Context: an optimization exercise on an open-source flow, tuned for small area and a short achievable clock period. The choices shown serve that exercise and are no tape-out recipe. RTL that was checked went through simulation tests only; none was proved equivalent to the original. Some runs may be left out. An edit can pass the tests and still lose a function that they never use. No functional check of the RTL was part of runs 7 and 8. No activity file was given, so power comes from the tool's default toggle rates.

==> run_1/port_trees.png <==
(1 px per um)
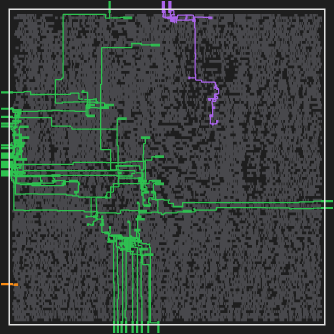
==> run_1/class_map.png <==
(1.5 px per um)
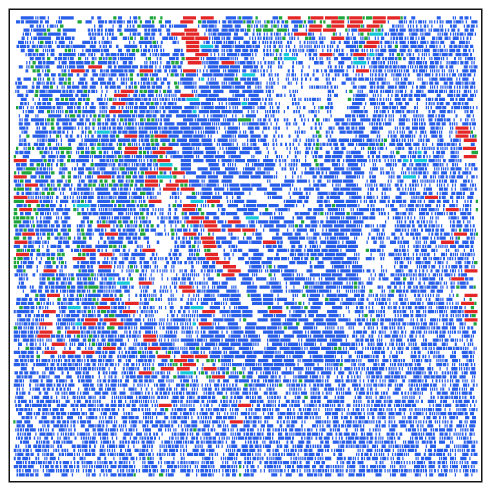
==> run_1/route_heat.png <==
(1 px per um) 31 x 31 tiles, from white (low) to dark blue (high), scaled to the fullest tile. Values are wire area over tile area, all layers added.
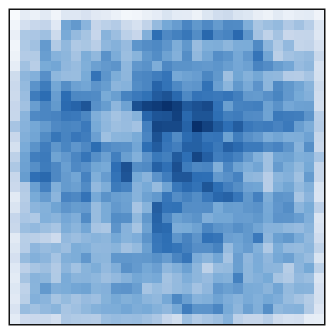
==> flow/design.v, too long to show whole: its modules and the start of the top module <==
// module FA: 4 lines
// module HA: 4 lines
// module NOR2: 3 lines
// module ALU2: 9004 lines
module ALU2 (
    input  logic clk,
    input  logic reset,
    input  logic [31:0] A, B,
    input  logic [3:0] op,
    output logic [31:0] Y
);
  // ...
==> flow/flow/run.sh <==
#!/bin/bash
set -euo pipefail
R=$PWD/orfs/results/sky130hd/ALU2/base
bash standard.sh $R/1_2_yosys.v > synth_flow.log 2>&1
python3 flow/ha2xor.py $R/1_2_yosys.v > ha2xor.log 2>&1
bash standard.sh "BUFFER_PORTS_ARGS=-buffer_cell sky130_fd_sc_hd__buf_1" SETUP_SLACK_MARGIN=45 finish > layout_flow.log 2>&1
==> flow/flow/ha2xor.py <==
#!/usr/bin/env python3
"""Replace each sky130 half adder whose carry output drives nothing with an
XOR2 cell (same function on the used output, a third less area).
usage: ha2xor.py NETLIST.v   (edited in place)"""
import re, sys
p = sys.argv[1]
t = open(p).read()
inst = re.compile(r'(  sky130_fd_sc_hd__ha_1 (\S+) \(\n\s*\.A\(([^)]*)\),\n\s*\.B\(([^)]*)\),\n\s*\.COUT\(([^)]*)\),\n\s*\.SUM\(([^)]*)\)\n\s*\);)')
# count every use of every net name in pin connections / assigns
uses = {}
for m in re.finditer(r'\.\w+\(([^()]*)\)', t):
    n = m.group(1).strip()
    uses[n] = uses.get(n, 0) + 1
for m in re.finditer(r'assign\s+([^=]+)=([^;]+);', t):
    for n in re.findall(r'[\\\w$.\[\]:]+ ?', m.group(0)):
        n = n.strip()
        uses[n] = uses.get(n, 0) + 1
cnt = 0
def rep(m):
    global cnt
    whole, name, a, b, co, s = m.groups()
    co = co.strip()
    if co == '' or uses.get(co, 0) <= 1:
        cnt += 1
        return f"  sky130_fd_sc_hd__xor2_1 {name} (\n    .A({a}),\n    .B({b}),\n    .X({s})\n  );"
    return whole
t2 = inst.sub(rep, t)
open(p, 'w').write(t2)
print(f"ha2xor: replaced {cnt} half adders")
==> flow/standard.sh <==
#!/bin/bash
# synth_recipe.tcl (not shown) runs the flow's synth.tcl, then flattens the netlist and writes it again
# the make line also repeats each setting of config.mk as NAME=value (left out here)
make -C /OpenROAD-flow-scripts/flow DESIGN_CONFIG=/design/flow/config.mk WORK_HOME=/design/flow/orfs CLKGATE_MAP_FILE= SYNTH_SCRIPT=/design/flow/synth_recipe.tcl "${@:-finish}"
==> flow/config.mk <==
export PLATFORM = sky130hd
export DESIGN_NAME = ALU2
export DESIGN_NICKNAME = ALU2
export VERILOG_FILES = /design/flow/design.v
export SDC_FILE = /design/flow/constraint.sdc
export NUM_CORES = 4
export LEC_CHECK = 0
export ABC_AREA = 1
export CAP_MARGIN = 20
export CORE_MARGIN = 2
export CORE_UTILIZATION = 65
export PLACE_DENSITY = 0.75
export SLEW_MARGIN = 20
export SYNTH_HIERARCHICAL = 1
export SYNTH_MINIMUM_KEEP_SIZE = 0
==> flow/constraint.sdc <==
create_clock -name core_clock -period 75.0 [get_ports {clk}]
set_input_delay 15.0000 -clock core_clock [delete_from_list [all_inputs] [get_ports {clk}]]
set_output_delay 15.0000 -clock core_clock [all_outputs]
set_load 0.01 [all_outputs]
==> flow_summary.json, run 1 <==
{
  "status": "timing/DRC/antenna clean",
  "clockBufferDepth": 2,
  "crit_path_top_delay_cell": "fa_2",
  "fin_nets": 10800,
  "finalPower_mw": 1.87,
  "tightest_slew_ns": 1.21,
  "synth_warnings": 7,
  "grt_pass1_wl_mm": 383,
  "viasPerCell": 6.42,
  "pwr_density_cell_mw_per_mm2": 26.6,
  "layout.cells.most_common": "nand2_1",
  "htreeDepth": 4,
  "clock-sinks": 161,
  "ant_nets": 0,
  "cts_hold_buf": 0,
  "drt_wl_total_mm": 267,
  "clk_pin_slew_ns": 0.09,
  "leakage_nw": 38.1,
  "grt_max_degree": 107,
  "die_w_um": 314,
  "cts_buffers": 17,
  "setup_viol": 0,
  "holdCritPathClass": "reg -> reg",
  "required_ns": 75.48,
  "drv_slew": 0,
  "grt_overflow_total": 0,
  "syn_nets": 10500,
  "synthToLayoutAreaGrowth_pct": 12.3,
  "slew_headroom": 0.192,
  "place_hpwl_mm": 192,
  "hold_violations": 0,
  "layout_min_cycle_time_ns": 30.34,
  "wire_per_inst_um": 25.2,
  "tns_ns": 0,
  "synth_area_per_cell_um2": 6.94,
  "die_h_um": 314,
  "layout-drive-gt1-share": 0.128,
  "skew_ns": 0.0569,
  "start_util": 0.656,
  "start_kind": "primary input",
  "final_cell_mix": "2007 x nand2_1, 1178 x nor2_1, 958 x inv_1",
  "drt_iter0_drc": 8705,
  "fmax_mhz": 33.0,
  "crit_fanout": 8,
  "arrival_ns": 30.82,
  "antenna_found_initial": 35,
  "root_buffer": "clkbuf_16",
  "r2r_slack_ns": 46.45,
  "rr_worst_depth": 143,
  "max_stage_delay_ns": 0.40,
  "crit_path_end_kind": "register"
}
## Picture notes: port_trees.png
- orange: reset (bits 1; direction input; edge west; end cells 1; buffers 1; wire 4.30 um)
- purple: op (bits 4; direction input; edge north; end cells 20; buffers 8; wire 344 um)
- green: B (bits 32; direction input; edge 20 west, 9 south, 2 east, 1 north; end cells 101; buffers 34; wire 4070 um)
PortBufs: 101
Ports: 102

## Picture notes: class_map.png
- cyan: clock drivers and dummy loads (cells 32)
- red: registers (cells 161)
- green: remaining buffers and delay cells (cells 444)
- blue: remaining logic cells (cells 8690)
Seq/total area: 0.0577
post-route cell area: 0.0701 mm^2
Core Region: 0.0952 mm^2

## Picture notes: route_heat.png
- tiles over half the peak: 49%
- fullest tile: 1.0
- densest ninth of the die: center
- mean over tiles: 0.52
Vias: 68200
GR Util All Layers: 0.520

## run 1: power by group
part / leakage (nW) / switching (mW) / internal, mW / total [mW]
Clock: 0.286 / 0.0532 / 0.0479 / 0.101
Combinational: 36.0 / 1.02 / 0.639 / 1.66
Sequential: 1.90 / 0.0122 / 0.0979 / 0.110
Total: 38.1 / 1.08 / 0.785 / 1.87
## run 1: what timing repair did
item,4_1_cts,5_1_grt
cloned,1,5
endpoints found under the setup margin,22,50
pin swaps,65,253
setup buffers,87,142
gates resized for setup,273,492
## run 1: layout make-up
cell class                 instances  area, um^2  share of cell area
sequential                       161        4050              0.0577
timing repair buffer             444        3200              0.0457
clock inverter                    14         144             0.00205
multi-input combinational       7633       56600               0.807
inverter                        1055        4070              0.0580
clock buffer                      18         439             0.00626
antenna                           25        62.6            0.000892
tap                             1265        1580              0.0226
timing repair inverter             2        12.5            0.000178
## run 1: worst max-delay path: cells and delay by family
kind | cells | cell delay [ns]
AOI/OAI and AO/OA | 25 | 4.32
xor gates and xnor gates | 1 | 0.39
adders and majority gates | 9 | 2.77
buffers and inverters | 17 | 2.04
and+or+nand+nor | 58 | 6.24
## run 1: stage by stage
stage	setup slack [ns]	util	instances	hold WS [ns]	area, um^2
6_report	44.66	0.737	10600	0.920	70100
5_1_grt	44.05	0.737	10600	0.914	70100
4_1_cts	45.03	0.703	10400	0.863	66900
3_5_place_dp	40.76	0.678	10300	0.840	64500
3_3_place_gp	41.27	0.678	10300	0.883	64500
2_1_floorplan	45.08	-	8995	0.645	62500
## run 1: layer usage
layer / part of all wire / global-route usage
met1: 0.34 / 0.579
met2: 0.41 / 0.766
met5: 0.0014 / 0.0363
met4: 0.11 / 0.439
met3: 0.15 / 0.217
## Run 2: what changed since run 1
==> flow/flow/run.sh (replaced) <==
#!/bin/bash
set -euo pipefail
R=$PWD/orfs/results/sky130hd/ALU2/base
bash standard.sh $R/1_2_yosys.v > synth_flow.log 2>&1
python3 flow/ha2xor.py $R/1_2_yosys.v > ha2xor.log 2>&1
bash standard.sh "BUFFER_PORTS_ARGS=-buffer_cell sky130_fd_sc_hd__buf_1" SETUP_SLACK_MARGIN=41 finish > layout_flow.log 2>&1
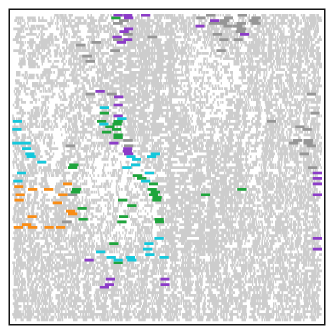
(run_2/ff_map.png)
(1 px per um) Other sequential cells in the stronger gray, the rest of the logic in the fainter gray.
- green: regB3 (sequential cells 34)
- cyan: regB (sequential cells 31)
- purple: regA (sequential cells 32; where spread over the die)
- orange: regR (sequential cells 16)
Seq/total area: 0.0617
Final Util: 0.690
Seq group: 0.110 mW

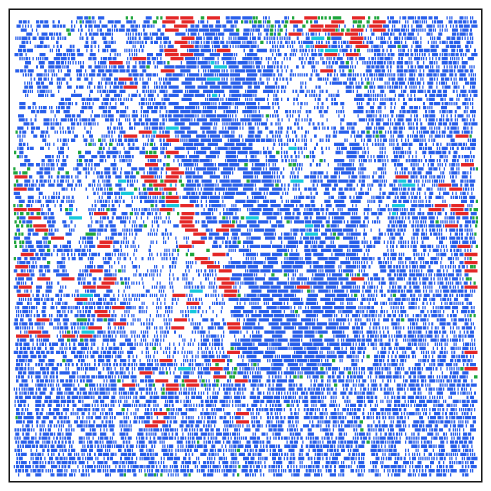
(run_2/class_map.png)
(1.5 px per um)
- blue: remaining logic cells (cells 8686)
- green: remaining buffers and delay cells (cells 245)
- red: registers (cells 161)
- cyan: clock drivers and dummy loads (cells 32)
row cnt: 113
post-route cell area: 0.0656 mm^2

==> run 2 against run 1 <==
Effect of this change:
- critical path type unchanged
- synthesized area unchanged
- register-to-register slack got worse by 0.31 ns
- first-iteration DRC count decreased by 0.47%
- count of clock-buffer cells in the layout did not move
- fmax down 7.5%
- global-route usage is 0.44 points lower
- utilization shrank 4.7 points
- synthesized cell count unchanged
- still clean on timing, DRC and antenna
==> flow_summary.json, run 2 <==
{
  "status": "timing/DRC/antenna clean",
  "wire_per_inst_um": 24.7,
  "skew_ns": 0.0436,
  "syn_nets": 10500,
  "r2r_slack_ns": 46.14,
  "htreeDepth": 4,
  "crit_family": "simple AND/OR/NAND/NOR gates",
  "grtUsageMet3": 0.212,
  "crit_fanout": 10,
  "finalPower_mw": 1.79,
  "grt_max_degree": 67,
  "drv_slew": 0,
  "clk_pin_slew_ns": 0.10,
  "viasPerCell": 6.32,
  "required_ns": 75.44,
  "die_h_um": 314,
  "pwr_density_cell_mw_per_mm2": 27.3,
  "start_kind": "primary input",
  "synthToLayoutAreaGrowth_pct": 5.09,
  "io_pins": 102,
  "clockBufferDepth": 2,
  "cts_buffers": 17,
  "tightest_slew_ns": 1.21,
  "layout_min_cycle_time_ns": 32.80,
  "hold_violations": 0,
  "use_met2": 0.752,
  "drt_iter0_drc": 8664,
  "arrival_ns": 33.24,
  "tns_ns": 0,
  "crit_path_end_kind": "register"
}
## run 2: tightest hold or removal path, cell delays in order (launching register included)
cell and delay, ns:
dfstp_2 0.60, a2111oi_1 0.17, nand2_1 0.09
## run 2: final cells by class
class,instances,area [um^2]
Multi-Input combinational cell,7631,53800
Fill cell,8493,29500
Sequential cell,161,4050
Inverter,1055,4010
Tap cell,1265,1580
Timing Repair Buffer,245,1500
Clock buffer,18,439
Clock inverter,14,146
Antenna cell,29,72.6
## run 2: routing by layer
metal,share of wire,vias to the layer above,wire length [um]
li1,-,29300,-
met1,0.34,30400,87900
met2,0.41,4558,106000
met3,0.14,1552,36600
met4,0.10,44,26300
met5,0.0035,-,902
## run 2: per-stage QoR
step	hold WS (ns)	area, um^2	setup WS (ns)	cells
floorplan	0.645	62400	44.56	8995
global placement	0.875	64600	40.71	10300
detailed placement	0.881	64600	40.07	10300
CTS	0.915	65200	41.04	10400
global route	0.919	65600	40.88	10400
finish	0.919	65600	42.20	10400
## run 2: timing repair
| action | 4_1_cts | 5_1_grt |
|---|---|---|
| resized for setup | 4 | 46 |
| setup buffers | 1 | 24 |
| setup endpoints to repair | 17 | 18 |
| pin swaps | 0 | 5 |
## run 2: report_power, final
group	internal, mW	total, mW	switching [mW]
sequential	0.0979	0.110	0.0122
clock	0.0451	0.100	0.0551
combinational	0.601	1.58	0.978
## Run 3: what changed since run 2
==> flow/flow/run.sh (replaced) <==
#!/bin/bash
set -euo pipefail
R=$PWD/orfs/results/sky130hd/ALU2/base
bash standard.sh $R/1_2_yosys.v > synth_flow.log 2>&1
python3 flow/ha2xor.py $R/1_2_yosys.v > ha2xor.log 2>&1
bash standard.sh "BUFFER_PORTS_ARGS=-buffer_cell sky130_fd_sc_hd__buf_1" SETUP_SLACK_MARGIN=43 finish > layout_flow.log 2>&1
--- a/flow/config.mk
+++ b/flow/config.mk
@@ -5,7 +5,7 @@
 export SDC_FILE = /design/flow/constraint.sdc
 export NUM_CORES = 4
 export LEC_CHECK = 0
-export ABC_AREA = 1
+export ABC_AREA = 0
 export CAP_MARGIN = 20
 export CORE_MARGIN = 2
 export CORE_UTILIZATION = 65
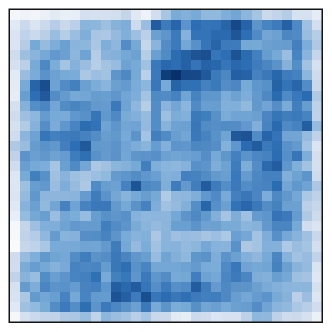
(run_3/route_heat.png)
(1 px per um) 31 x 31 tiles, from white (low) to dark blue (high), scaled to the fullest tile. Values are wire area over tile area, all layers added.
- tiles over half the peak: 59%
- mean over tiles: 0.55
- fullest tile: 1.1
Vias: 66900
WL/cell: 31.7 um

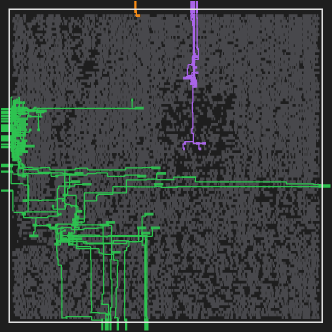
(run_3/port_trees.png)
(1 px per um)
- green: B (bits 32; direction input; edge 21 west, 9 south, 2 east; end cells 102; buffers 36; wire 4110 um)
- orange: reset (bits 1; direction input; edge north; end cells 1; buffers 1; wire 9.00 um)
- purple: op (bits 4; direction input; edge north; end cells 19; buffers 5; wire 521 um)

==> run 3 against run 2 <==
Effect of this change:
- synthesized area fell by 1.5%
- sequential share of layout area down 0.31 points
- clock power about the same
- synthesized cell count fell by 20%
- non-clock buffer count is 254 higher
- via count is 1.5% higher
- fmax shrank 2.1%
- critical path depth is 22 lower
- first-iteration DRC count increased by 33%
- count of clock-buffer cells in the layout increased by 1
- critical path type unchanged
- largest power group unchanged
- highest routed layer unchanged
==> flow_summary.json, run 3 <==
{
  "preCtsSetupSlack_ns": 36.58,
  "syn_nets": 8728,
  "hold_violations": 0,
  "crit_path_end_kind": "register",
  "htreeDepth": 4,
  "fillers": 7001,
  "drv_cap": 0,
  "final_cell_count_no_fill": 8831,
  "stdcell_area_mm2": 0.0691,
  "clk_pin_slew_ns": 0.08,
  "p_int_mw": 0.813,
  "path_common_cell": "o21a_1",
  "fin_hold_ws_ns": 1.10,
  "drt_iter0_drc": 11500,
  "p_seq_frac": 0.058,
  "worstSetupPathType": "in -> reg",
  "final-seq-area_mm2": 0.00405,
  "arrival_ns": 33.92,
  "setup_viol": 0,
  "multi_input_area_mm2": 0.0582,
  "status": "timing/DRC/antenna clean",
  "largest_register_ff_count": 34,
  "synth_warnings": 7,
  "r2r_slack_ns": 43.58,
  "required_ns": 75.40,
  "pwr_density_cell_mw_per_mm2": 27.6,
  "place_hpwl_mm": 205,
  "tns_ns": 0,
  "root_buffer": "clkbuf_16",
  "finalPower_mw": 1.91,
  "rows": 112,
  "clockBufferDepth": 2,
  "crit_fanout": 6,
  "grt_max_degree": 70,
  "cts_tree": "done",
  "clkPwrFrac": 0.051,
  "p_switching_mw": 1.10,
  "final_util": 0.739,
  "syn_area_mm2": 0.0615,
  "skew_ns": 0.0370,
  "drv_slew": 0,
  "slew_headroom": 0.153,
  "power_frac_comb": 0.891,
  "placed_cell_area_mm2": 0.0644,
  "die_w_um": 312,
  "viasPerCell": 7.57,
  "die_h_um": 312,
  "p_sw_frac": 0.574,
  "synthToLayoutAreaGrowth_pct": 12.4,
  "place_inst": 8540,
  "start_kind": "primary input",
  "io_pins": 102,
  "tightest_slew_ns": 1.27,
  "cts_buffers": 17,
  "layout_min_cycle_time_ns": 33.52,
  "setup_slack_ns": 41.48,
  "grt_pass1_wl_mm": 401
}
-- run 3: final cells by class --
cell class                      count  share of cell area
Multi-Input combinational cell   6606               0.842
Antenna cell                       14            0.000507
Inverter                          265              0.0153
Timing Repair Buffer              499              0.0524
Sequential cell                   161              0.0586
Tap cell                         1254              0.0227
Clock inverter                     13             0.00246
Clock buffer                       19             0.00655
-- run 3: per-layer routing --
metal | track usage | vias to the layer above | wire length (um)
li1 | - | 27200 | -
met1 | 0.660 | 31600 | 95900
met2 | 0.770 | 6103 | 109000
met3 | 0.247 | 1985 | 46900
met4 | 0.413 | 38 | 27900
met5 | 0.00642 | - | 451
-- run 3: critical path, delay by kind of cell --
kind	cells	cell delay, ns
and+or+nand+nor	18	4.82
AOI/OAI and AO/OA	50	9.50
xor gates and xnor gates	1	0.16
adders and majority gates	8	2.18
buffers and inverters	12	1.93
muxes	2	0.28
-- run 3: what timing repair did --
item                                    in CTS  in global routing
buffers inserted                           173                 69
cloned                                       2                  1
pin swaps                                  144                123
resized for setup                          315                164
endpoints found under the setup margin      40                 50
-- run 3: power by group through the flow --
stage          registers (mW)  logic, mW  clock network, mW
2_1_floorplan           0.107      0.952                  0
3_3_place_gp            0.111       1.46                  0
3_5_place_dp            0.111       1.52                  0
4_1_cts                 0.109       1.56             0.0972
5_1_grt                 0.110       1.76              0.101
6_report                0.111       1.70             0.0982
## Run 4: what changed since run 3
--- a/flow/config.mk
+++ b/flow/config.mk
@@ -5,7 +5,7 @@
 export SDC_FILE = /design/flow/constraint.sdc
 export NUM_CORES = 4
 export LEC_CHECK = 0
-export ABC_AREA = 0
+export ABC_AREA = 1
 export CAP_MARGIN = 20
 export CORE_MARGIN = 2
 export CORE_UTILIZATION = 65
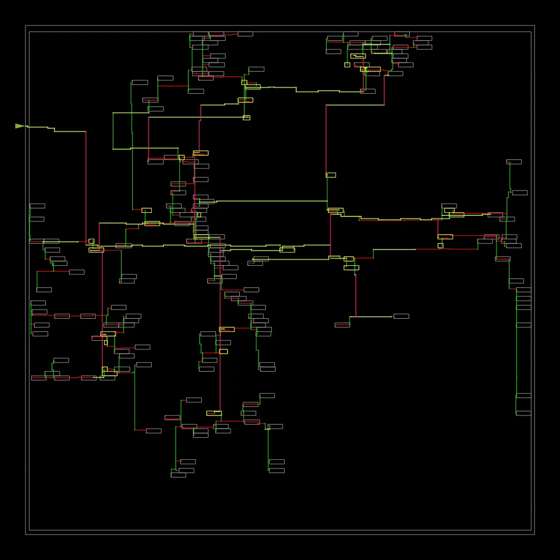
(run_4/clock_nets.png)
clock-net power: 0.100 mW
CLK BUF: 18
Seq cells: 161

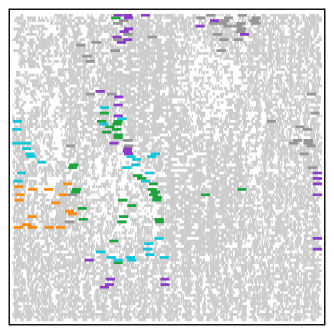
(run_4/ff_map.png)
(1 px per um) Other sequential cells in the stronger gray, the rest of the logic in the fainter gray.
Seq/total area: 0.0606
Final Util: 0.702
Sequential Area: 0.00405 mm^2

==> run 4 against run 3 <==
Effect of this change:
- global-route usage down 3.3 points
- synthesized area up 1.5%
- fmax up 7.3%
- utilization down 3.7 points
- die area up 1.5%
- critical path depth up 25
- sequential power about the same
- final cell count up 19%
- flip-flop and latch count unchanged
- setup slack better by 2.3 ns
- combinational power down 5%
- critical endpoint is now regR[23]
- largest power group unchanged
==> flow_summary.json, run 4 <==
{
  "finalPower_mw": 1.82,
  "io_pins": 102,
  "synth_warnings": 7,
  "setup_slack_ns": 43.76,
  "clk_pin_slew_ns": 0.10,
  "largest_register_ff_count": 34,
  "arrival_ns": 31.71,
  "tns_ns": 0,
  "hold_violations": 0,
  "crit_path_end_kind": "register",
  "syn_area_mm2": 0.0624,
  "r2r_slack_ns": 46.28,
  "viasPerCell": 6.35,
  "required_ns": 75.46,
  "final_cell_count_no_fill": 10500,
  "htreeDepth": 4,
  "wire_per_inst_um": 24.8,
  "place_inst": 10300,
  "drt_iter0_drc": 8706,
  "skew_ns": 0.0402,
  "rows": 113,
  "place_hpwl_mm": 193,
  "worstSetupPathType": "in -> reg",
  "synthToLayoutAreaGrowth_pct": 6.93,
  "path_common_cell": "nand2_1",
  "slew_headroom": 0.202,
  "die_h_um": 314,
  "pwr_density_cell_mw_per_mm2": 27.2,
  "grt_pass1_wl_mm": 380,
  "cts_buffers": 17,
  "drv_slew": 0,
  "status": "timing/DRC/antenna clean",
  "setup_viol": 0,
  "syn_nets": 10500,
  "layout_min_cycle_time_ns": 31.24,
  "clockBufferDepth": 2,
  "tightest_slew_ns": 1.20,
  "cts_tree": "done"
}
run 4: changes by cell type in the layout (fill, tap and decap cells not counted), sizes merged, moves of 96 or more:
cell   previous run  this run
nand3           137       311
a21o            668       226
nor2            782      1253
o21ai           257       353
nand2           484      2283
inv             259      1040
buf             494       286
run 4: per-stage QoR:
stage / hold slack [ns] / area, um^2
4_1_cts: 0.915 / 65500
3_3_place_gp: 0.875 / 64600
5_1_grt: 0.919 / 66700
6_report: 0.935 / 66800
3_5_place_dp: 0.881 / 64600
2_1_floorplan: 0.645 / 62400
run 4: what timing repair did:
item / in CTS / in global routing
gates cloned: 1 / 0
setup endpoints to repair: 18 / 18
resized for setup: 57 / 179
pin swaps: 5 / 44
buffers inserted: 20 / 56
run 4: power by group:
part | switching, mW | internal, mW
combinational | 1.00 | 0.608
sequential | 0.0121 | 0.0979
clock | 0.0549 | 0.0451
total | 1.07 | 0.751
run 4: routing by layer:
metal | track usage | share of wire
met5 | 0.0348 | 0.0024
met4 | 0.434 | 0.10
met3 | 0.219 | 0.15
met2 | 0.755 | 0.41
met1 | 0.583 | 0.34
run 4: final cells by class:
type	count	area, um^2
timing repair buffer	297	1910
tap	1265	1580
clock inverter	14	146
clock buffer	18	439
antenna	23	57.6
fill	8348	28400
timing repair inverter	1	7.51
sequential	161	4050
inverter	1055	4020
multi-input combinational	7631	54600
run 4: critical path, delay by kind of cell:
kind	cells	cell delay (ns)
simple gates	70	7.90
compound gates	25	4.38
fa+ha+maj	9	2.92
buf+inv	11	1.26
xor+xnor	1	0.22
## Run 5: what changed since run 4
--- a/flow/config.mk
+++ b/flow/config.mk
@@ -8,8 +8,8 @@
 export ABC_AREA = 1
 export CAP_MARGIN = 20
 export CORE_MARGIN = 2
-export CORE_UTILIZATION = 65
-export PLACE_DENSITY = 0.75
+export CORE_UTILIZATION = 70
+export PLACE_DENSITY = 0.8
 export SLEW_MARGIN = 20
 export SYNTH_HIERARCHICAL = 1
 export SYNTH_MINIMUM_KEEP_SIZE = 0
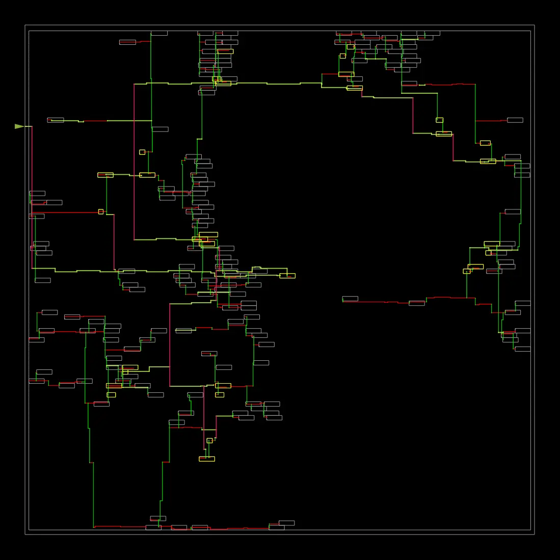
(run_5/clock_nets.png)
Worst Skew: 0.0265 ns
Num Clock Sinks: 161

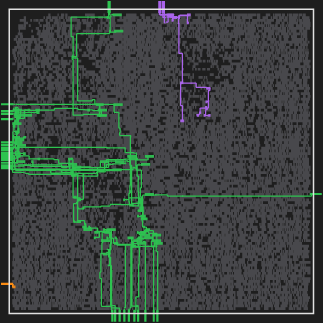
(run_5/port_trees.png)
(1 px per um)
- orange: reset (bits 1; direction input; edge west; end cells 1; buffers 1; wire 6.10 um)
- green: B (bits 32; direction input; edge 19 west, 10 south, 2 north, 1 east; end cells 101; buffers 33; wire 3870 um)
- purple: op (bits 4; direction input; edge north; end cells 20; buffers 5; wire 336 um)

==> run 5 against run 4 <==
Effect of this change:
- largest cell class unchanged
- critical endpoint is now regR[16]
- largest power group unchanged
- global-route usage is 5.2 points higher
- sequential share of layout area hardly changed
- fmax is 0.79% lower
- still clean on timing, DRC and antenna
==> flow_summary.json, run 5 <==
{
  "grt_usage": 0.569,
  "drt_iter0_drc": 10100,
  "grt_pass1_wl_mm": 387,
  "drv_slew": 0,
  "grt_overflow_total": 0,
  "required_ns": 75.40,
  "rows": 109,
  "place_hpwl_mm": 191,
  "htreeDepth": 4,
  "worstSetupPathType": "in -> reg",
  "crit_path_end_kind": "register",
  "slew_headroom": 0.0796,
  "clk_pin_slew_ns": 0.09,
  "clkPwrFrac": 0.053,
  "p_int_mw": 0.768,
  "p_sw_frac": 0.603,
  "cts_buffers": 17,
  "syn_area_mm2": 0.0624,
  "syn_nets": 10500,
  "io_pins": 102,
  "wire_per_inst_um": 25.4,
  "drtPass1Iterations": 17,
  "synthToLayoutAreaGrowth_pct": 6.61,
  "viasPerCell": 6.57,
  "crit_cells": 105,
  "die_h_um": 303,
  "tightest_slew_ns": 1.37,
  "layout_min_cycle_time_ns": 31.49,
  "fin_nets": 10700,
  "p_switching_mw": 1.17,
  "synth_warnings": 7,
  "setup_viol": 0,
  "setup_slack_ns": 43.51,
  "clockBufferDepth": 2,
  "finalPower_mw": 1.93,
  "ir_worst_vdd_uv": 113,
  "r2r_slack_ns": 44.34,
  "tns_ns": 0,
  "pwr_density_cell_mw_per_mm2": 29.0,
  "p_seq_frac": 0.057,
  "critical_path_buf_inv_count": 11,
  "hold_violations": 0,
  "path_common_cell": "nand2_1",
  "start_kind": "primary input",
  "cts_tree": "done",
  "crit_family": "simple AND/OR/NAND/NOR gates",
  "arrival_ns": 31.89,
  "insertion_delay_ns": 0.56,
  "status": "timing/DRC/antenna clean",
  "gp_congestion": 1.10,
  "largest_register_ff_count": 34,
  "power_frac_comb": 0.890
}
run 5: what timing repair did:
action	in CTS	in global routing
cloned	1	0
setup buffers	15	60
pin swaps	3	36
endpoints found under the setup margin	18	18
resized for setup	38	194
endpoints found under the hold margin	0	0
run 5: metal layers:
metal | global-route usage | share of wire | vias to the layer above
met1 | 0.613 | 0.32 | 31000
met2 | 0.788 | 0.39 | 5518
li1 | - | - | 29500
met3 | 0.314 | 0.17 | 2118
met4 | 0.516 | 0.12 | 43
met5 | 0.0787 | 0.0036 | -
run 5: area by class of cell:
cell class                 instances  area, um^2
inverter                        1055        4030
multi-input combinational       7631       54400
tap                             1165        1460
clock buffer                      19         453
clock inverter                    13         145
timing repair inverter             1        7.51
timing repair buffer             295        1950
fill                            7092       21800
sequential                       161        4050
antenna                           29        72.6
run 5: per-stage QoR:
step,instance area (um^2),utilization,cells,hold slack [ns]
CTS,65300,0.739,10300,0.909
floorplan,62400,-,8995,0.645
global route,66500,0.753,10300,0.893
detailed placement,64400,0.729,10200,0.875
finish,66600,0.753,10400,0.912
global placement,64400,0.729,10200,0.848
run 5: power groups by stage:
stage / Sequential [mW] / Clock, mW / Combinational, mW
floorplan: 0.107 / 0 / 0.923
CTS: 0.108 / 0.100 / 1.45
global placement: 0.109 / 0 / 1.38
detailed placement: 0.109 / 0 / 1.43
global route: 0.110 / 0.104 / 1.82
finish: 0.110 / 0.102 / 1.72
run 5: worst reg2reg max path, delay by kind of cell, from the launching register on:
family | cells | cell delay [ns]
simple gates | 92 | 15.66
compound gates | 25 | 6.15
buf+inv | 18 | 5.27
fa+ha+maj | 8 | 3.08
flops | 1 | 0.39
## Run 6: what changed since run 5
==> flow/flow/run.sh (replaced) <==
#!/bin/bash
set -euo pipefail
R=$PWD/orfs/results/sky130hd/ALU2/base
bash standard.sh $R/1_2_yosys.v > synth_flow.log 2>&1
python3 flow/ha2xor.py $R/1_2_yosys.v > ha2xor.log 2>&1
bash standard.sh "BUFFER_PORTS_ARGS=-buffer_cell sky130_fd_sc_hd__buf_1" SETUP_SLACK_MARGIN=44 finish > layout_flow.log 2>&1
--- a/flow/config.mk
+++ b/flow/config.mk
@@ -8,8 +8,8 @@
 export ABC_AREA = 1
 export CAP_MARGIN = 20
 export CORE_MARGIN = 2
-export CORE_UTILIZATION = 70
-export PLACE_DENSITY = 0.8
+export CORE_UTILIZATION = 65
+export PLACE_DENSITY = 0.75
 export SLEW_MARGIN = 20
 export SYNTH_HIERARCHICAL = 1
 export SYNTH_MINIMUM_KEEP_SIZE = 0
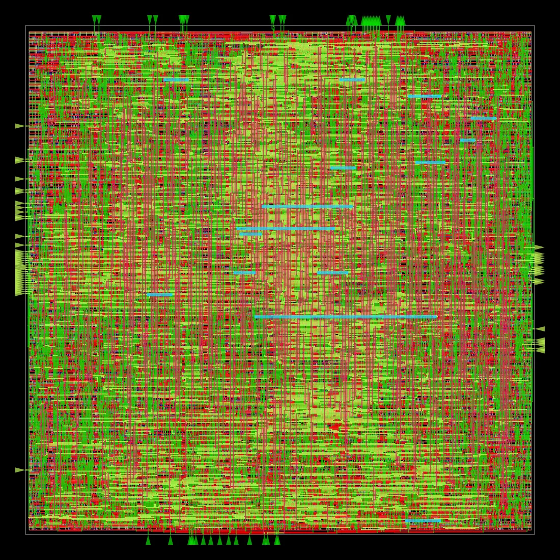
(run_6/routed.png)
Vias: 67100
WL/cell: 24.9 um
Routed WL: 262 mm

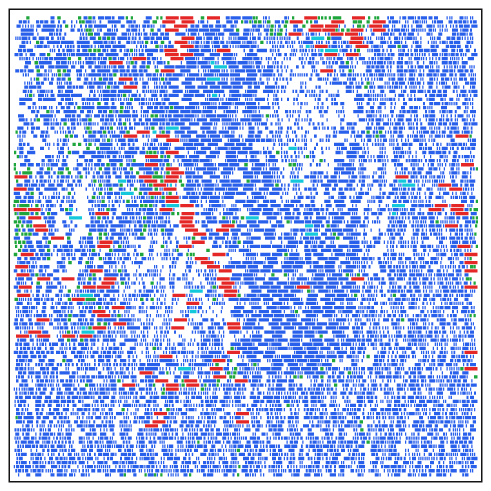
(run_6/class_map.png)
(1.5 px per um)
- green: remaining buffers and delay cells (cells 368)
- cyan: clock drivers and dummy loads (cells 32)
- red: registers (cells 161)
- blue: remaining logic cells (cells 8687)
Final Util: 0.719
Seq/total area: 0.0592
post-route cell area: 0.0684 mm^2

==> run 6 against run 5 <==
Effect of this change:
- still clean
- combinational power decreased by 7%
- first-iteration DRC count decreased by 12%
- final area up 2.7%
- sequential power about the same
- synthesized cell count is the same
- worst hold slack improved by 0.022 ns
- non-clock buffer count rose by 73
- fmax rose by 2.2%
- utilization decreased by 3.4 points
- critical path type unchanged
- largest power group unchanged
- highest routed layer unchanged
==> flow_summary.json, run 6 <==
{
  "status": "timing/DRC/antenna clean",
  "clock-sinks": 161,
  "grt_overflow_total": 0,
  "io_pins": 102,
  "worstSetupPathType": "in -> reg",
  "rows": 113,
  "htreeDepth": 4,
  "fin_nets": 10800,
  "ir_worst_vdd_uv": 88.2,
  "finalPower_mw": 1.81,
  "die_h_um": 314,
  "drt_iter0_drc": 8838,
  "wl_met3_mm": 38.7,
  "crit_path_end_kind": "register",
  "met1_length_mm": 88.3,
  "cts_buffers": 17,
  "grt_usage": 0.518,
  "pwr_density_cell_mw_per_mm2": 26.4,
  "tns_ns": 0,
  "drv_slew": 0,
  "clockBufferDepth": 2,
  "drtPass1Iterations": 13,
  "synth_warnings": 7,
  "setup_viol": 0,
  "route.met2.wl_mm": 107,
  "required_ns": 75.46,
  "start_kind": "primary input",
  "tightest_slew_ns": 1.27
}
## run 6: per-stage QoR
step | hold WS, ns | instance area, um^2 | util | std cells
2_1_floorplan | 0.645 | 62400 | - | 8995
3_3_place_gp | 0.875 | 64600 | 0.678 | 10300
3_5_place_dp | 0.881 | 64600 | 0.678 | 10300
4_1_cts | 0.915 | 66100 | 0.695 | 10400
5_1_grt | 0.906 | 68400 | 0.718 | 10500
6_report | 0.934 | 68400 | 0.719 | 10500
## run 6: area by class of cell
type | instances | area (um^2)
clock inverter | 14 | 146
multi-input combinational | 7631 | 55600
sequential | 161 | 4050
fill | 8120 | 26700
tap | 1265 | 1580
timing repair inverter | 1 | 7.51
antenna | 23 | 57.6
inverter | 1055 | 4030
timing repair buffer | 368 | 2510
clock buffer | 18 | 439
## run 6: per-layer routing
metal / global-route usage / up-vias
met2: 0.756 / 4850
met1: 0.579 / 31000
met5: 0.0305 / -
li1: - / 29600
met3: 0.220 / 1665
met4: 0.443 / 30
## run 6: where the power goes
group          switching (mW)  internal, mW
sequential             0.0122        0.0979
combinational           0.981         0.615
clock                  0.0546        0.0451
## run 6: what timing repair did
| action | in CTS | in global routing |
|---|---|---|
| pin swaps | 26 | 108 |
| setup buffers | 47 | 101 |
| setup endpoints to repair | 19 | 20 |
| cloned | 1 | 0 |
| gates resized for setup | 157 | 306 |
## run 6: worst max-delay path, delay by kind of cell
kind                     cells  cell delay (ns)
AO/OA/AOI/OAI               26             4.05
XOR/XNOR                     1             0.20
adder cells (fa/ha/maj)      8             2.30
buffers and inverters       17             1.88
AND/OR/NAND/NOR             70             7.82
--- run 7: outline of the changes from run 6 ---
flow/design.v: 9015 -> 11225 lines; modules unchanged: 3
  ALU2: edited, 9004 -> 11214 lines
==> flow/flow/run.sh (replaced) <==
#!/bin/bash
set -euo pipefail
R=$PWD/orfs/results/sky130hd/ALU2/base
bash standard.sh $R/1_2_yosys.v > synth_flow.log 2>&1
python3 flow/ha2xor.py $R/1_2_yosys.v > ha2xor.log 2>&1
bash standard.sh "BUFFER_PORTS_ARGS=-buffer_cell sky130_fd_sc_hd__buf_1" SETUP_SLACK_MARGIN=43 finish > layout_flow.log 2>&1
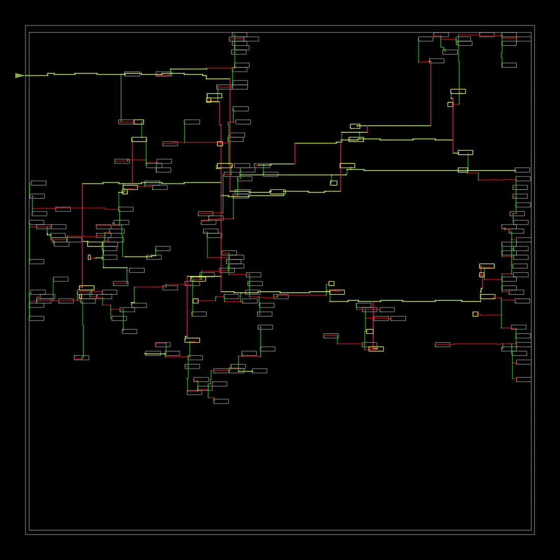
(run_7/clock_nets.png)
insertion delay to the later sink of the worst-skew pair: 0.55 ns
CLK BUF: 19
Worst Skew: 0.0272 ns
Num CTS Buffers: 17

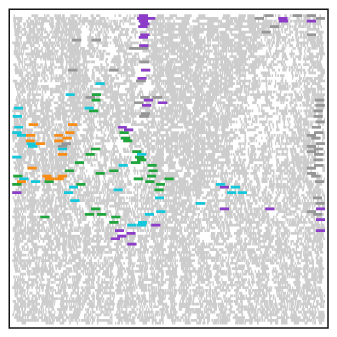
(run_7/ff_map.png)
(1 px per um) Other sequential cells in the stronger gray, the rest of the logic in the fainter gray.
- cyan: regB (sequential cells 31)
- orange: regR (sequential cells 16; where west)
- green: regB3 (sequential cells 34)
- purple: regA (sequential cells 32)
- not colored: 48
Seq/total area: 0.0591
Seq group: 0.108 mW
Final Util: 0.706

==> run 7 against run 6 <==
Effect of this change:
- still clean
- die area grew 2.0%
- via count is 4.6% higher
- worst hold slack got worse by 0.017 ns
- non-clock buffer count decreased by 87
- wire length is 1.1% higher
- sequential power barely moved
- register-to-register slack got worse by 1.7 ns
- utilization is 1.3 points lower
- fmax is 1.2% lower
- sequential share of layout area about the same
- global-route usage shrank 0.16 points
- count of clock-buffer cells in the layout increased by 1
- largest power group unchanged
==> flow_summary.json, run 7 <==
{
  "status": "timing/DRC/antenna clean",
  "place_inst": 10700,
  "drt_wl_total_mm": 265,
  "crit_path_top_delay_cell": "ha_1",
  "rows": 114,
  "placed_cell_area_mm2": 0.0660,
  "htreeDepth": 4,
  "synth_warnings": 7,
  "required_ns": 75.43,
  "place_hpwl_mm": 200,
  "core_area_mm2": 0.0970,
  "grt_overflow_total": 0,
  "crit_family": "compound AO/OA/AOI/OAI gates",
  "stdcell_area_mm2": 0.0685,
  "die-area_mm2": 0.101,
  "clockBufferDepth": 2,
  "io_pins": 102,
  "drc": 0,
  "fin_hold_ws_ns": 0.917,
  "drv_slew": 0,
  "die_h_um": 317,
  "wire_per_inst_um": 24.6,
  "critical_path_buf_inv_count": 26,
  "pwr_density_cell_mw_per_mm2": 25.3,
  "drt_iter0_drc": 9494,
  "grt_usage": 0.516,
  "tns_ns": 0,
  "fmax_mhz": 32.0,
  "slew_headroom": 0.113,
  "drtPass1Iterations": 10,
  "cts_hold_buf": 0,
  "final_cell_count_no_fill": 10800,
  "largest_register_ff_count": 34,
  "vias": 70200,
  "final_cell_mix": "2257 x nand2_1, 1028 x nor2_1, 1010 x inv_1",
  "rsz0062_at_grt": "false",
  "finalPower_mw": 1.73,
  "start_kind": "primary input",
  "setup_viol": 0,
  "crit_fanout": 16,
  "antenna_found_initial": 25,
  "clock-sinks": 161,
  "crit_path_end_kind": "register",
  "ir_worst_vdd_uv": 102,
  "worstSetupPathType": "in -> reg",
  "tightest_slew_ns": 1.32,
  "crit_cells": 110,
  "fin_nets": 11000
}
-- run 7: worst min-delay path: cells and delay by family (launching register included) --
kind	cells	cell delay, ns
DFF	1	0.46
buffers and inverters	1	0.24
AOI/OAI and AO/OA	1	0.12
and+or+nand+nor	1	0.07
-- run 7: timing repair --
item | CTS | global route
buffers inserted | 26 | 37
resized for setup | 79 | 233
pin swaps | 9 | 52
setup endpoints to repair | 18 | 19
-- run 7: per-layer routing --
metal	wire [um]	vias to the layer above	GRT usage
met5	549	-	0.0308
met4	25100	33	0.384
met3	40900	1623	0.222
met2	105000	5268	0.740
met1	93300	32300	0.610
li1	-	31000	-
-- run 7: area by class of cell --
type                    count  area (um^2)
well taps                1276         1600
multi-input cells        7962        56300
fillers                  8480        28500
clock inverters            13          139
inverters                1066         4060
flip-flops and latches    161         4050
diodes                     15         37.5
repair buffers            281         1850
clock buffers              19          433
-- run 7: power breakdown --
part           internal, mW  leakage [nW]  switching, mW  total, mW
logic                 0.594          34.7          0.932       1.53
registers            0.0978          1.90         0.0103      0.108
clock network        0.0441         0.272         0.0532     0.0974
--- run 8: outline of the changes from run 7 ---
flow/design.v: 11225 -> 11133 lines; modules unchanged: 3
  XOR2: new, 3 lines
  ALU2: edited, 11214 -> 11119 lines
==> module XOR2 as of run 8 <==
module XOR2 (input logic a, b, output logic y);
    assign y = a ^ b;
endmodule
==> flow/flow/run.sh (replaced) <==
#!/bin/bash
set -euo pipefail
R=$PWD/orfs/results/sky130hd/ALU2/base
bash standard.sh $R/1_2_yosys.v > synth_flow.log 2>&1
python3 flow/ha2xor.py $R/1_2_yosys.v > ha2xor.log 2>&1
bash standard.sh SETUP_SLACK_MARGIN=43 finish > layout_flow.log 2>&1
--- a/flow/config.mk
+++ b/flow/config.mk
@@ -9,6 +9,6 @@
 export CAP_MARGIN = 20
 export CORE_MARGIN = 2
-export CORE_UTILIZATION = 65
-export PLACE_DENSITY = 0.75
+export CORE_UTILIZATION = 55
+export PLACE_DENSITY = 0.7
 export SLEW_MARGIN = 20
 export SYNTH_HIERARCHICAL = 1
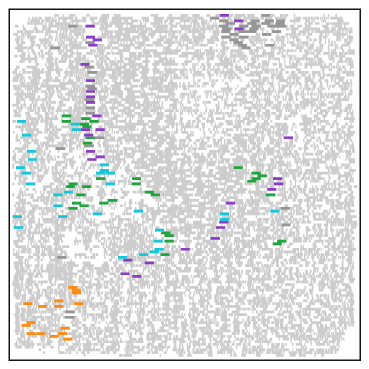
(run_8/ff_map.png)
(1 px per um) Other sequential cells in the stronger gray, the rest of the logic in the fainter gray.
- green: regB3 (sequential cells 34)
- cyan: regB (sequential cells 31)
- purple: regA (sequential cells 32)
- orange: regR (sequential cells 16; where south-west)
Final Util: 0.602
Seq/total area: 0.0569

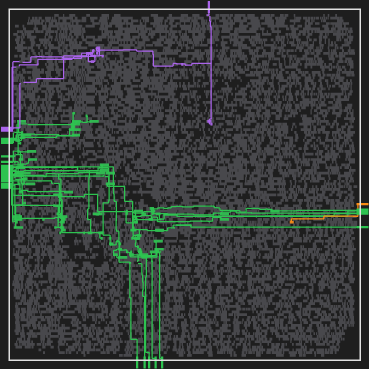
(run_8/port_trees.png)
(1 px per um)
- orange: reset (bits 1; direction input; edge east; end cells 1; buffers 1; wire 89.3 um)
- purple: op (bits 4; direction input; edge 3 west, 1 north; end cells 14; buffers 5; wire 788 um)
- green: B (bits 32; direction input; edge 22 west, 5 south, 5 east; end cells 99; buffers 32; wire 4240 um)

==> run 8 against run 7 <==
Effect of this change:
- still clean on timing, DRC and antenna
- die area grew 21%
- flip-flop and latch count did not move
- clock skew fell by 0.0059 ns
- synthesized cell count is 5.3% higher
- count of clock-buffer cells in the layout fell by 2
- synthesized area rose by 2.9%
- critical path type unchanged
- critical endpoint is now regR[31]
==> flow_summary.json, run 8 <==
{
  "drt_iter0_drc": 7309,
  "crit_family": "simple AND/OR/NAND/NOR gates",
  "wire_per_inst_um": 24.2,
  "worstSetupPathType": "in -> reg",
  "fillers": 11500,
  "critical_path_buf_inv_count": 21,
  "die-area_mm2": 0.122,
  "insertion_delay_ns": 0.53,
  "crit_fanout": 10,
  "start_kind": "primary input",
  "vias": 70100,
  "crit_path_end_kind": "register",
  "rows": 126,
  "setup_viol": 0,
  "drt_wl_total_mm": 280,
  "drtPass1Iterations": 8,
  "status": "timing/DRC/antenna clean",
  "multi_input_area_mm2": 0.0573,
  "grt_usage": 0.450,
  "io_pins": 102,
  "required_ns": 75.41,
  "fin_nets": 11500,
  "place_hpwl_mm": 217,
  "crit_cells": 122,
  "fmax_mhz": 32.3,
  "ir_worst_vdd_uv": 53.0,
  "synth_warnings": 7
}
[run 8: changes by cell type in the layout (fill, tap and decap cells not counted), moves of 35 or more]
cell / previous run / this run
a21oi_1: 802 / 730
clkdlybuf4s50_1: 0 / 69
inv_1: 1010 / 1196
o211ai_1: 44 / 93
nand3_1: 386 / 586
or2_2: 18 / 53
nand2_1: 2257 / 2345
buf_1: 74 / 0
a22o_1: 49 / 12
o21ai_0: 390 / 545
nor2_1: 1028 / 886
[run 8: worst register-to-register path: cells and delay by family, from the launching register on]
kind / cells / cell delay (ns)
AOI/OAI and AO/OA: 36 / 7.19
xor gates and xnor gates: 1 / 0.13
adders and majority gates: 7 / 2.41
DFF: 1 / 0.51
buffers and inverters: 24 / 6.43
and+or+nand+nor: 67 / 11.15
[run 8: power breakdown]
group / leakage (nW) / switching [mW] / internal, mW
clock network: 0.291 / 0.0512 / 0.0447
registers: 1.90 / 0.0106 / 0.0977
logic: 36.0 / 0.906 / 0.599
[run 8: stage by stage]
stage,cells,worst slack (ns),area (um^2)
after detailed placement,11400,39.87,68800
after floorplan,9837,44.54,65600
after CTS,11500,43.01,69900
final,11500,44.05,71200
after global placement,11400,40.31,68800
after global routing,11500,42.83,71200
[run 8: repair_timing]
item	in CTS	in global routing
gates resized for setup	100	268
pin swaps	7	57
endpoints found under the hold margin	0	0
hold buffers	0	0
setup buffers	26	50
endpoints found under the setup margin	19	18
cloned	0	1
[run 8: final cells by class]
type / instances / area share
multi-input combinational: 8219 / 0.804
inverter: 1269 / 0.0679
sequential: 161 / 0.0569
timing repair buffer: 305 / 0.0356
tap: 1536 / 0.0270
clock buffer: 17 / 0.00597
clock inverter: 15 / 0.00225
antenna: 9 / 0.000316
[run 8: per-layer routing]
layer / GRT usage / wire length [um] / vias to the layer above
met2: 0.699 / 119000 / 3803
met1: 0.517 / 101000 / 32600
met5: 0.0102 / 252 / -
li1: - / - / 32400
met3: 0.132 / 31100 / 1244
met4: 0.358 / 27400 / 18

-- port drivers added, routing unchanged --
No port has a modelled driver above. Below, the same layouts with a new extraction and two added sets of constraints.
Step 1: set_driving_cell puts a clkbuf_16 on clk and a buf_2 on each other input, an assumption about the parent block.
Step 2 times the ports against the registers' clock, not the clock port: input delays grow and output delays shrink by t, the midpoint of the rising clock arrivals with the driver on.
Three values: no drivers, after step 1, after step 2; two values: the first two.
run | shift t [ns] | setup WS [ns] | worst setup path at the end | cell pins on the clock port's net
run 1 | 0.625 | 44.656 / 44.682 / 44.056 | input to register | 1
run 2 | 0.601 | 42.197 / 42.194 / 41.593 | input to register | 1
run 3 | 0.585 | 41.478 / 41.485 / 40.899 | input to register | 1
run 4 | 0.599 | 43.757 / 43.747 / 43.148 | input to register | 1
run 5 | 0.616 | 43.508 / 43.557 / 42.941 | input to register | 1
run 6 | 0.595 | 44.180 / 44.134 / 43.539 | input to register | 1
run 7 | 0.601 | 43.793 / 43.818 / 43.217 | input to register | 1
run 8 | 0.585 | 44.052 / 44.003 / 43.418 | input to register | 1
After both steps setup and hold are still met in every run listed. For run 6, which loses most, drivers alone change the setup slack by -0.046 ns; drivers and shift together by -0.641 ns.
